Context: an optimization exercise on an open-source flow, tuned for a short achievable clock period and few clock cycles per item. The choices shown serve that exercise and are no tape-out recipe.
In this exercise RTL edits were held to simulation tests only and were not proved equivalent to the original.

==> flow/design.v <==
`default_nettype none
module core (
    input wire i_clk,
    input wire i_rst_n,
    output wire [63:0] o_imem_addr,
    input wire [31:0] i_imem_data,
    output wire [7:0] o_dmem_rmask,
    output wire [7:0] o_dmem_wmask,
    output wire [63:0] o_dmem_addr,
    output wire [63:0] o_dmem_wdata,
    input wire [63:0] i_dmem_rdata,
    output wire rvfi_valid,
    output wire [63:0] rvfi_order,
    output wire [31:0] rvfi_insn,
    output wire rvfi_trap,
    output wire rvfi_halt,
    output wire rvfi_intr,
    output wire [1:0] rvfi_mode,
    output wire [1:0] rvfi_ixl,
    output wire [4:0] rvfi_rs1_addr,
    output wire [4:0] rvfi_rs2_addr,
    output wire [63:0] rvfi_rs1_rdata,
    output wire [63:0] rvfi_rs2_rdata,
    output wire [4:0] rvfi_rd_addr,
    output wire [63:0] rvfi_rd_wdata,
    output wire [63:0] rvfi_pc_rdata,
    output wire [63:0] rvfi_pc_wdata,
    output wire [63:0] rvfi_mem_addr,
    output wire [7:0] rvfi_mem_rmask,
    output wire [7:0] rvfi_mem_wmask,
    output wire [63:0] rvfi_mem_rdata,
    output wire [63:0] rvfi_mem_wdata
);
    reg [63:0] pc;
    wire [63:0] next_pc;
    always @(posedge i_clk, negedge i_rst_n) begin
        if (!i_rst_n)
            pc <= 64'h0;
        else
            pc <= next_pc;
    end
    assign o_imem_addr = pc;
    wire [31:0] inst = i_imem_data;
    wire valid, rd_wen;
    wire [4:0] rs1, rs2, rd;
    wire [31:0] imm;
    wire [2:0] funct3;
    wire op1_sel, op2_sel;
    wire [4:0] alu_op;
    wire [1:0] alu_mode;
    wire [7:0] mem_rmask, mem_wmask;
    wire mem_read, mem_write;
    wire branch, jump;
    wire [2:0] rd_sel;
    decoder id (
        .i_inst(inst),
        .o_valid(valid), .o_rd_wen(rd_wen),
        .o_rs1(rs1), .o_rs2(rs2), .o_rd(rd),
        .o_imm(imm),
        .o_funct3(funct3),
        .o_op1_sel(op1_sel), .o_op2_sel(op2_sel),
        .o_alu_op(alu_op), .o_alu_mode(alu_mode),
        .o_mem_rmask(mem_rmask), .o_mem_wmask(mem_wmask),
        .o_mem_read(mem_read), .o_mem_write(mem_write),
        .o_branch(branch), .o_jump(jump), .o_rd_sel(rd_sel)
    );
    wire [63:0] rd_wdata;
    wire [63:0] rs1_data, rs2_data;
    register_file rf (
        .i_clk(i_clk), .i_rst_n(i_rst_n),
        .i_rs1(rs1), .i_rs2(rs2), .i_rd(rd),
        .i_wen(rd_wen && valid), .i_wdata(rd_wdata),
        .o_rs1(rs1_data), .o_rs2(rs2_data)
    );
    wire [63:0] alu_op1 = op1_sel ? pc : rs1_data;
    wire [63:0] sext_imm = {{32{imm[31]}}, imm};
    wire [63:0] alu_op2 = op2_sel ? sext_imm : rs2_data;
    wire [63:0] alu_result;
    alu alu (
        .i_op1(alu_op1), .i_op2(alu_op2),
        .i_op(alu_op), .i_mode(alu_mode),
        .o_result(alu_result)
    );
    wire beq  = rs1_data == rs2_data;
    wire blt  = $signed(rs1_data) < $signed(rs2_data);
    wire bltu = rs1_data < rs2_data;
    wire bsel = (funct3[2:1] == 2'b00 ? beq :
                ((funct3[2:1] == 2'b10) ? blt : bltu));
    wire take_branch = branch && (bsel ^ funct3[0]);
    wire [63:0] mem_addr_aligned = alu_result & ~64'h7;
    wire [7:0] mem_rmask_aligned = mem_rmask << alu_result[2:0];
    wire [7:0] mem_wmask_aligned = mem_wmask << alu_result[2:0];
    assign o_dmem_addr = mem_addr_aligned;
    assign o_dmem_wdata = rs2_data;
    assign o_dmem_rmask = mem_rmask_aligned;
    assign o_dmem_wmask = mem_wmask_aligned;
    assign rd_wdata = rd_sel[0] ? alu_result :
                      (rd_sel[1] ? i_dmem_rdata : 
                      (rd_sel[2] ? (pc + 64'h4) : 64'h0));
    wire branch_aligned = take_branch ? !alu_result[1] : 1'b1;
    wire jump_aligned = jump ? !alu_result[1] : 1'b1;
    wire load_aligned = mem_read && (alu_result[2:0] == 3'b000);
    wire store_aligned = mem_write && (alu_result[2:0] == 3'b000);
    wire trap = !i_rst_n || !valid || !branch_aligned || !jump_aligned || !load_aligned || !store_aligned;
    assign next_pc = (take_branch || jump) ? (alu_result & ~64'b1) : (pc + 64'h4);
    reg [63:0] order;
    always @(posedge i_clk, negedge i_rst_n) begin
        if (!i_rst_n)
            order <= 64'h0;
        else
            order <= order + 64'h1;
    end
    reg halt;
    always @(posedge i_clk, negedge i_rst_n) begin
        if (!i_rst_n)
            halt <= 1'b0;
        else if (!valid || halt)
            halt <= 1'b1;
    end
    assign rvfi_valid = i_rst_n;
    assign rvfi_order = order;  
    assign rvfi_insn = inst;
    assign rvfi_trap = trap;
    assign rvfi_halt = halt;
    assign rvfi_intr = 1'b0;  
    assign rvfi_mode = 2'b00;  
    assign rvfi_ixl = 2'b01;  
    assign rvfi_rs1_addr = rs1;
    assign rvfi_rs2_addr = rs2;
    assign rvfi_rs1_rdata = rs1_data;
    assign rvfi_rs2_rdata = rs2_data;
    assign rvfi_rd_addr = rd_wen ? rd : 5'd0;
    assign rvfi_rd_wdata = (rvfi_rd_addr == 5'd0) ? 64'h0 : rd_wdata;
    assign rvfi_pc_rdata = pc;
    assign rvfi_pc_wdata = next_pc;
    assign rvfi_mem_addr = o_dmem_addr;
    assign rvfi_mem_rmask = mem_rmask;
    assign rvfi_mem_wmask = mem_wmask;
    assign rvfi_mem_rdata = i_dmem_rdata;
    assign rvfi_mem_wdata = o_dmem_wdata;
endmodule
module register (
    input wire i_clk,
    input wire i_rst_n,
    input wire i_wen,
    input wire [63:0] i_wdata,
    output wire [63:0] o_rdata
);
    reg [63:0] register;
    always @(posedge i_clk, negedge i_rst_n) begin
        if (!i_rst_n)
            register <= 64'h0;
        else if (i_wen)
            register <= i_wdata;
    end
    assign o_rdata = register;
endmodule
module register_file (
    input wire i_clk,
    input wire i_rst_n,
    input wire [4:0] i_rs1,
    input wire [4:0] i_rs2,
    input wire [4:0] i_rd,
    input wire i_wen,
    input wire [63:0] i_wdata,
    output wire [63:0] o_rs1,
    output wire [63:0] o_rs2
);
    wire [31:1] wen;
    wire [63:0] rdata[31:1];
    genvar i;
    generate
        for (i = 1; i < 32; i = i + 1) begin
            wire wen = i_wen && (i == i_rd);
            register entry (
                .i_clk(i_clk), .i_rst_n(i_rst_n),
                .i_wen(wen), .i_wdata(i_wdata), .o_rdata(rdata[i])
            );
        end
    endgenerate
    assign o_rs1 = (!i_rst_n || (i_rs1 == 5'd0)) ? 64'h0 : rdata[i_rs1];
    assign o_rs2 = (!i_rst_n || (i_rs2 == 5'd0)) ? 64'h0 : rdata[i_rs2];
endmodule
module decoder (
    input wire [31:0] i_inst,
    output wire o_valid,
    output wire o_rd_wen,
    output wire [4:0] o_rs1,
    output wire [4:0] o_rs2,
    output wire [4:0] o_rd,
    output wire [31:0] o_imm,
    output wire [2:0] o_funct3,
    output wire o_op1_sel,  
    output wire o_op2_sel,  
    output wire [4:0] o_alu_op,    
    output wire [1:0] o_alu_mode,  
    output wire [7:0] o_mem_rmask,
    output wire [7:0] o_mem_wmask,
    output wire o_mem_read,
    output wire o_mem_write,
    output wire o_branch,
    output wire o_jump,
    output wire [2:0] o_rd_sel   
);
    wire [4:0] opcode = i_inst[6:2];
    wire [4:0] rd = i_inst[11:7];
    wire [4:0] rs1 = i_inst[19:15];
    wire [4:0] rs2 = i_inst[24:20];
    wire [2:0] funct3 = i_inst[14:12];
    wire [6:0] funct7 = i_inst[31:25];
    wire wide = i_inst[1:0] == 2'b11;
    wire op_load     = wide && opcode == 5'b00000;
    wire op_misc_mem = wide && opcode == 5'b00011;
    wire op_op_imm   = wide && opcode == 5'b00100;
    wire op_auipc    = wide && opcode == 5'b00101;
    wire op_op_imm32 = wide && opcode == 5'b00110;
    wire op_store    = wide && opcode == 5'b01000;
    wire op_amo      = wide && opcode == 5'b01011;
    wire op_op       = wide && opcode == 5'b01100;
    wire op_lui      = wide && opcode == 5'b01101;
    wire op_op_32    = wide && opcode == 5'b01110;
    wire op_branch   = wide && opcode == 5'b11000;
    wire op_jalr     = wide && opcode == 5'b11001;
    wire op_jal      = wide && opcode == 5'b11011;
    wire op_system   = wide && opcode == 5'b11100;
    wire branch_eq  = funct3 == 3'b000;
    wire branch_ne  = funct3 == 3'b001;
    wire branch_lt  = funct3 == 3'b100;
    wire branch_ge  = funct3 == 3'b101;
    wire branch_ltu = funct3 == 3'b110;
    wire branch_geu = funct3 == 3'b111;
    wire alu_funct7 = funct7 == 7'b0100000;
    wire alu_add  = (funct3 == 3'b000) && (format_i || !alu_funct7);
    wire alu_sub  = (funct3 == 3'b000) && !format_i && alu_funct7;
    wire alu_sll  = (funct3 == 3'b001) && !alu_funct7;
    wire alu_srl  = (funct3 == 3'b101) && !alu_funct7;
    wire alu_sra  = (funct3 == 3'b101) && alu_funct7;
    wire alu_slt  = (funct3 == 3'b010) && (format_i || !alu_funct7);
    wire alu_sltu = (funct3 == 3'b011) && (format_i || !alu_funct7);
    wire alu_xor  = (funct3 == 3'b100) && (format_i || !alu_funct7);
    wire alu_or   = (funct3 == 3'b110) && (format_i || !alu_funct7);
    wire alu_and  = (funct3 == 3'b111) && (format_i || !alu_funct7);
    wire load_b  = funct3 == 3'b000;
    wire load_h  = funct3 == 3'b001;
    wire load_w  = funct3 == 3'b010;
    wire load_bu = funct3 == 3'b100;
    wire load_hu = funct3 == 3'b101;
    wire store_b = funct3 == 3'b000;
    wire store_h = funct3 == 3'b001;
    wire store_w = funct3 == 3'b010;
    wire format_r = op_op;
    wire format_i = op_op_imm || op_jalr || op_load;
    wire format_s = op_store;
    wire format_b = op_branch;
    wire format_u = op_lui || op_auipc;
    wire format_j = op_jal;
    wire format_sb = format_s | format_b;
    wire format_ij = format_i | format_j;
    wire format_uj = format_u | format_j;
    assign o_rs1 = rs1;
    assign o_rs2 = rs2;
    assign o_rd = rd;
    assign o_imm[0] = (format_s & i_inst[7]) | (format_i && i_inst[20]);
    assign o_imm[4:1] = ({4{format_sb}} & i_inst[11:8]) | ({4{format_ij}} & i_inst[24:21]);
    assign o_imm[10:5] = {6{!format_u}} & i_inst[30:25];
    assign o_imm[11] = format_b ? i_inst[7] : (format_j ? i_inst[20] : (format_u ? 1'b0 : i_inst[31]));
    assign o_imm[19:12] = format_uj ? i_inst[19:12] : {8{i_inst[31]}};
    assign o_imm[30:20] = format_u ? i_inst[30:20] : {11{i_inst[31]}};
    assign o_imm[31] = i_inst[31];
    assign o_funct3 = funct3;
    assign o_op1_sel = op_branch || op_auipc || op_jal;
    assign o_op2_sel = |{format_i, format_s, format_b, format_u, format_j};
    wire arith = op_op_imm || op_op;
    wire arith_adder = arith && (alu_add || alu_sub);
    assign o_alu_op[4] = op_lui;
    assign o_alu_op[3] = arith_adder || op_load || op_store || op_auipc || op_branch || op_jal || op_jalr;
    assign o_alu_op[2] = arith && (alu_sll || alu_srl || alu_sra);
    assign o_alu_op[1] = arith && (alu_slt || alu_sltu);
    assign o_alu_op[0] = arith && (alu_xor || alu_or || alu_and);
    wire [1:0] shift_mode = alu_sll ? 2'b00 : (alu_srl ? 2'b01 : 2'b10);
    assign o_alu_mode = o_alu_op[2] ? shift_mode : (arith_adder ? {1'b0, alu_sub} : ((op_auipc || op_branch || op_jal || op_jalr) ? 2'b00 : funct3[1:0]));
    assign o_mem_rmask[7:4] = 4'h0;
    assign o_mem_rmask[3:2] = op_load && load_w;
    assign o_mem_rmask[1]   = op_load && (load_w || load_h || load_hu);
    assign o_mem_rmask[0]   = op_load && (load_w || load_h || load_hu || load_b || load_bu);
    assign o_mem_wmask[7:4] = 4'h0;
    assign o_mem_wmask[3:2] = op_store && store_w;
    assign o_mem_wmask[1]   = op_store && (store_w || store_h);
    assign o_mem_wmask[0]   = op_store && (store_w || store_h || store_b);
    assign o_mem_read = op_load;
    assign o_mem_write = op_store;
    assign o_branch = op_branch;
    assign o_jump = op_jal || op_jalr;
    assign o_rd_wen = format_r || format_i || format_u || format_j;
    assign o_rd_sel[0] = format_r || format_u || op_op_imm;
    assign o_rd_sel[1] = op_load;
    assign o_rd_sel[2] = op_jal || op_jalr;
    wire branch_valid = branch_eq || branch_ne || branch_lt || branch_ge || branch_ltu || branch_geu;
    wire alu_valid = alu_add || alu_sub || alu_sll || alu_srl || alu_sra || alu_slt || alu_sltu || alu_xor || alu_or || alu_and;
    wire load_valid = load_b || load_h || load_w || load_bu || load_hu;
    wire store_valid = store_b || store_h || store_w;
    assign o_valid = (op_load && load_valid) || (op_op_imm && alu_valid) || op_auipc || (op_op && alu_valid) || (op_store && store_valid) || op_lui || (op_branch && branch_valid) || op_jalr || op_jal;
endmodule
module alu (
    input wire [63:0] i_op1,
    input wire [63:0] i_op2,
    input wire [4:0] i_op,
    input wire [1:0] i_mode,
    output wire [63:0] o_result
);
    wire sub = i_mode[0];
    wire [63:0] add_result = i_op1 + (i_op2 ^ {64{sub}}) + {63'h0, sub};
    wire [5:0] shamt = i_op2[5:0];
    wire sll = i_mode == 2'b00;
    wire srl = i_mode == 2'b01;
    wire sra = i_mode == 2'b10;
    wire [63:0] shift_result = sll ? (i_op1 << shamt) :
                               (srl ? (i_op1 >> shamt) :
                               (sra ? ($signed(i_op1) >> shamt) : 64'h0));
    wire sltu = i_mode[0];
    wire lt = sltu ? (i_op1 < i_op2) : ($signed(i_op1) < $signed(i_op2));
    wire [63:0] slt_result = {63'h0, lt};
    wire [63:0] bool_result = ((i_op1 ^ i_op2) & ~{64{i_mode[0]}}) | ({64{i_mode[1]}} & i_op1 & i_op2);
    wire op_op2 = i_op[4];
    wire op_add = i_op[3];
    wire op_shift = i_op[2];
    wire op_slt = i_op[1];
    wire op_bool = i_op[0];
    assign o_result = op_op2 ? i_op2 :
                      (op_add ? add_result :
                      (op_shift ? shift_result :
                      (op_slt ? slt_result :
                      (op_bool ? bool_result : 64'h0))));
endmodule
==> flow/run.sh <==
#!/bin/bash
# synth_recipe.tcl (not shown) runs the flow's synth.tcl, then flattens the netlist and writes it again
# the make line also repeats each setting of config.mk as NAME=value (left out here)
make -C /OpenROAD-flow-scripts/flow DESIGN_CONFIG=/design/flow/config.mk WORK_HOME=/design/flow/orfs CLKGATE_MAP_FILE= SYNTH_SCRIPT=/design/flow/synth_recipe.tcl finish
==> flow/config.mk <==
export PLATFORM = sky130hd
export DESIGN_NAME = core
export DESIGN_NICKNAME = core
export VERILOG_FILES = /design/flow/design.v
export SDC_FILE = /design/flow/constraint.sdc
export NUM_CORES = 8
export LEC_CHECK = 0
export CAP_MARGIN = 40
export CORE_MARGIN = 2
export CORE_UTILIZATION = 25
export SETUP_SLACK_MARGIN = 5
export SLEW_MARGIN = 40
export TNS_END_PERCENT = 5
==> flow/constraint.sdc <==
create_clock -name core_clock -period 13.0 [get_ports {i_clk}]
set_input_delay 2.6000 -clock core_clock [delete_from_list [all_inputs] [get_ports {i_clk}]]
set_output_delay 2.6000 -clock core_clock [all_outputs]
set_load 0.01 [all_outputs]
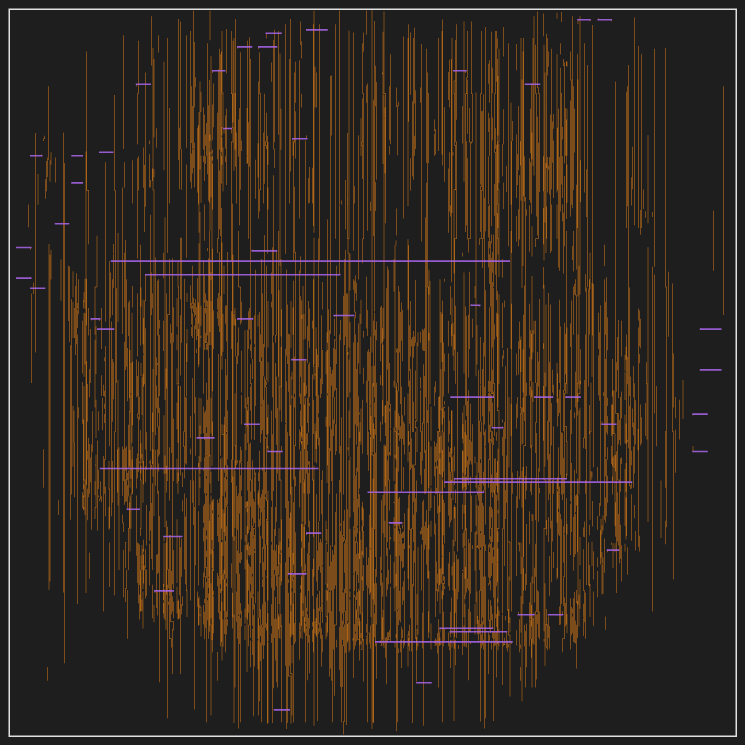
(images/wires.png)
(1 px per um) Only two layers are drawn.
[metal 5] purple | wire length: 2200 um
[metal 4] orange | wire length: 127 mm

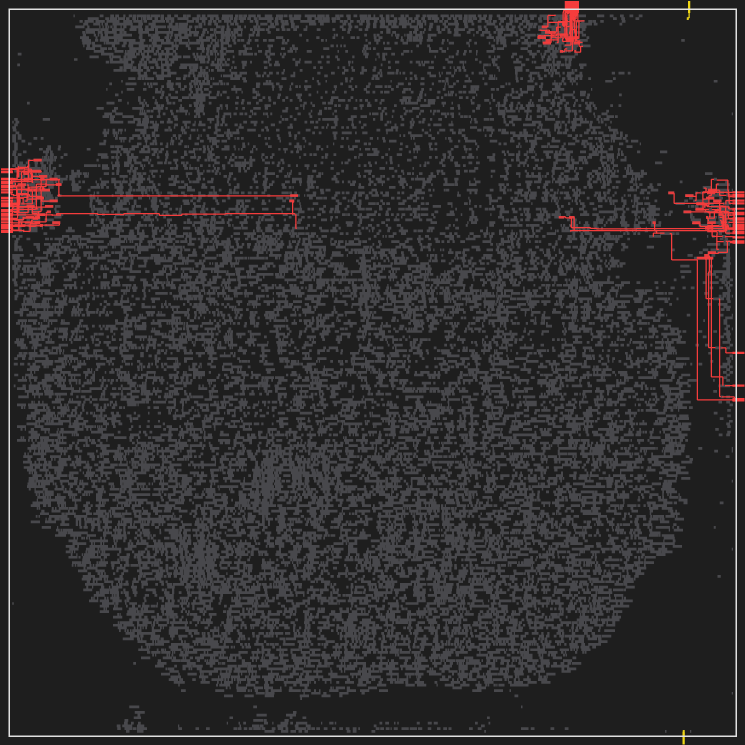
(images/io_fan.png)
(1 px per um)
[`rvfi_ixl`] yellow | bits: 2 | direction: output | edge: 1 south, 1 north | end cells: 2 | wire: 11.9 um
[`rvfi_pc_wdata`] red | bits: 64 | direction: output | edge: 26 west, 24 east, 14 north | end cells: 64 | wire: 4410 um

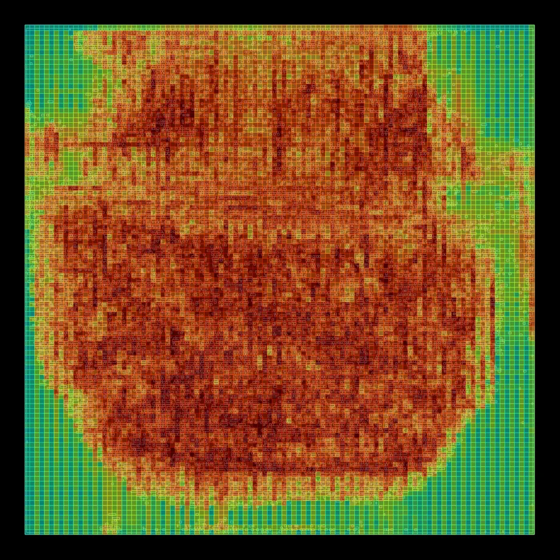
(images/congestion.png)
met1 GRT Util: 55.78%
busiest grt layer: met2
total track usage: 44.70%
routed len/inst: 49.61 um
met2 usage: 57.12%

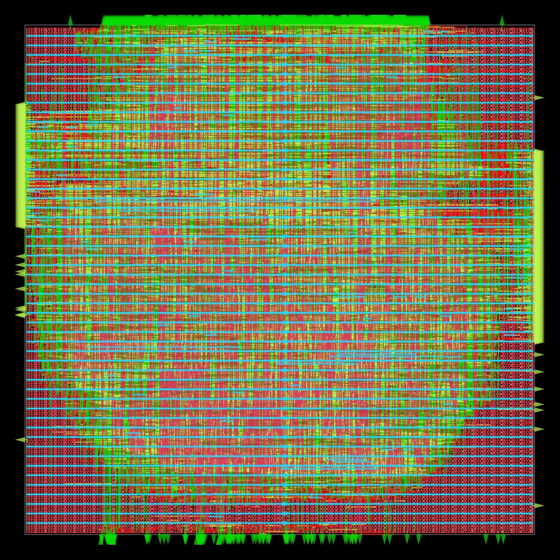
(images/layout.png)
Die Area: 526200 um2
Non-Filler Instances: 25.06k
Die W: 725.4 um
Layout Utilization: 36.33%
num rows: 264

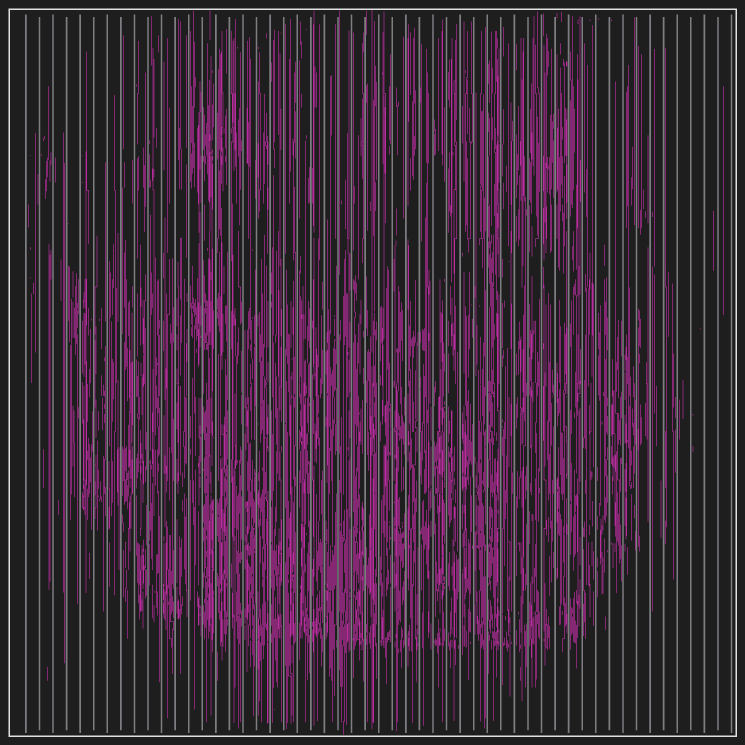
(images/layer_met4.png)
(1 px per um) Supply wires on this layer in gray.
wire length on this layer: 127 mm
nets with wire on the layer: 1331
main direction: vertical
share of all routed wire: 10%
longest straight run: 500 um

## registers in the layout, indices dropped and copies added (netlist names)
signal and cells:
order 64, pc 64, halt 1, rf.genblk1.entry.register 1984
## critical path, delay by kind of cell
kind,cells,cell delay [ns]
fa+ha+maj,1,0.15
mux,1,0.23
buf+inv,13,2.33
simple gates,11,2.78
compound gates,7,1.30
## metrics by stage
stage,setup TNS (ns),setup WS [ns]
after floorplan,0,2.235
after global placement,-130.07,-1.601
after detailed placement,-36.71,-0.8187
after CTS,0,1.122
after global routing,0,0.9649
final,0,0.8734
## layout by cell type (no fill, tap or decap), drive strengths merged, types with 77 or more instances in the layout
cell           instances
mux2i                355
nor3                 174
clkbuf               399
a21o                  98
a2111oi              284
inv                  172
xnor2                178
and3                1004
diode                189
mux2                 121
nand2               1653
o31ai                114
nor4                  77
nand3                294
o21ai               1290
clkdlybuf4s50        752
nor2                1468
buf                 3002
o22ai                142
a21oi               1188
dfrtp               2113
a31oi                252
ha                   193
nand4                306
o211ai                79
a221oi               113
a22oi                915
## logic make-up after synthesis
group / after synthesis
simple gates: 5350
compound gates: 5064
flops: 2113
buf+inv: 2038
mux: 476
xor+xnor: 235
fa+ha+maj: 194
other cells: 2
==> flow_metrics.tcl <==
set metrics [dict create \
    yosysUniqueCellTypes 113 \
    regArea_um2 52880 \
    synthTopCellsByArea "dfrtp_1, a22oi_1, and3_1, nand2_1, o21ai_0" \
    drc 0 \
    root_buffer "clkbuf_16" \
    multi_input_area_share_pct 40.93 \
    comb_power_mw 5.37 \
    skew_ns 0.08956 \
    multi_input_area_um2 76970 \
    min_from "halt$_DFFE_PN0P_" \
    yosysWarnings 67 \
    signal_buffer_area_fraction_pct 20.97 \
    drt_wl_total_um 1243000 \
    dp_hpwl_um 903700 \
    synth_top_cell_area_share_pct 40.64 \
    pg_seq_mw 6.94 \
    syn_avg_cell_area_um2 8.409 \
    critPathRequiredTime_ns 10.40 \
    synth_seq_area_share_pct 40.64 \
    path_class "in -> out" \
    status "timing/DRC/antenna clean" \
    vias_per_cell 6.593 \
    drt_iter0_drc 32200 \
    ys_ff_latch 2113 \
    final_antenna_net_count 0 \
    top_layer "met5" \
    seq_share_pct 28.12 \
    max_stage_delay_ns 0.59 \
    synth_xor_area_share_pct 1.582 \
    synth_fa_ha_area_share_pct 1.871 \
    inverters_excl_clock 164 \
    seq_cell_count 2113 \
    wl_met2_um 455600 \
    numCtsBuffers 262 \
    finish.instance_area_um2 188000 \
    gp_congestion 1.088 \
    tightest_slew_ns 1.017 \
    start_util_pct 25.14 \
    slew_headroom_pct 31.96 \
    p_total_mw 20.32 \
    synth_area_um2 130100 \
    reg2reg_from "rf.genblk1[24].entry.register[0]$_DFFE_PN0P_" \
    whs_path_depth 1 \
    grt_pass1_vias 146100 \
    core_area_um2 517600 \
    pwr_density_cell_nw_per_um2 108.1 \
    max_freq_mhz 82.46 \
    synth_compound_area_share_pct 25.23 \
    n_antenna_cell 189 \
    arrival_ns 9.53 \
    clock_buffers 355 \
    slew_viol_final 0 \
    grt_overflow 0 \
    synthSimpleGateAreaFrac_pct 19.58 \
    synth_most_common_cell "dfrtp_1" \
    cp-startpoint "i_imem_data[21]" \
    antenna_found_initial 220 \
]
Testbench counts, summed over its fixed seeds: cycles 32,000, items 32,000.

[re-timing with driven ports]
How much do the figures lean on ideal ports? The routed layout below was timed once more, with nothing changed but the port constraints. Step 1 assumes that a clkbuf_16 drives the clock port and a buf_2 every other input. Step 2 moves the port delays by t, midway between the first and last clock arrival at a register: inputs arrive t later, outputs are due t later. That takes back most of the time a late clock gives input paths. a / b / c = ideal / step 1 / step 2; a / b = the first two.
t (ns): 1.101
setup WS [ns]: 0.873 / 0.643 / 0.643
worst register clock-pin slew, ns: 0.07 / 0.07
After both steps setup and hold are still met in this run. The setup slack of this run moves by -0.230 ns with the drivers and by -0.230 ns with both steps.
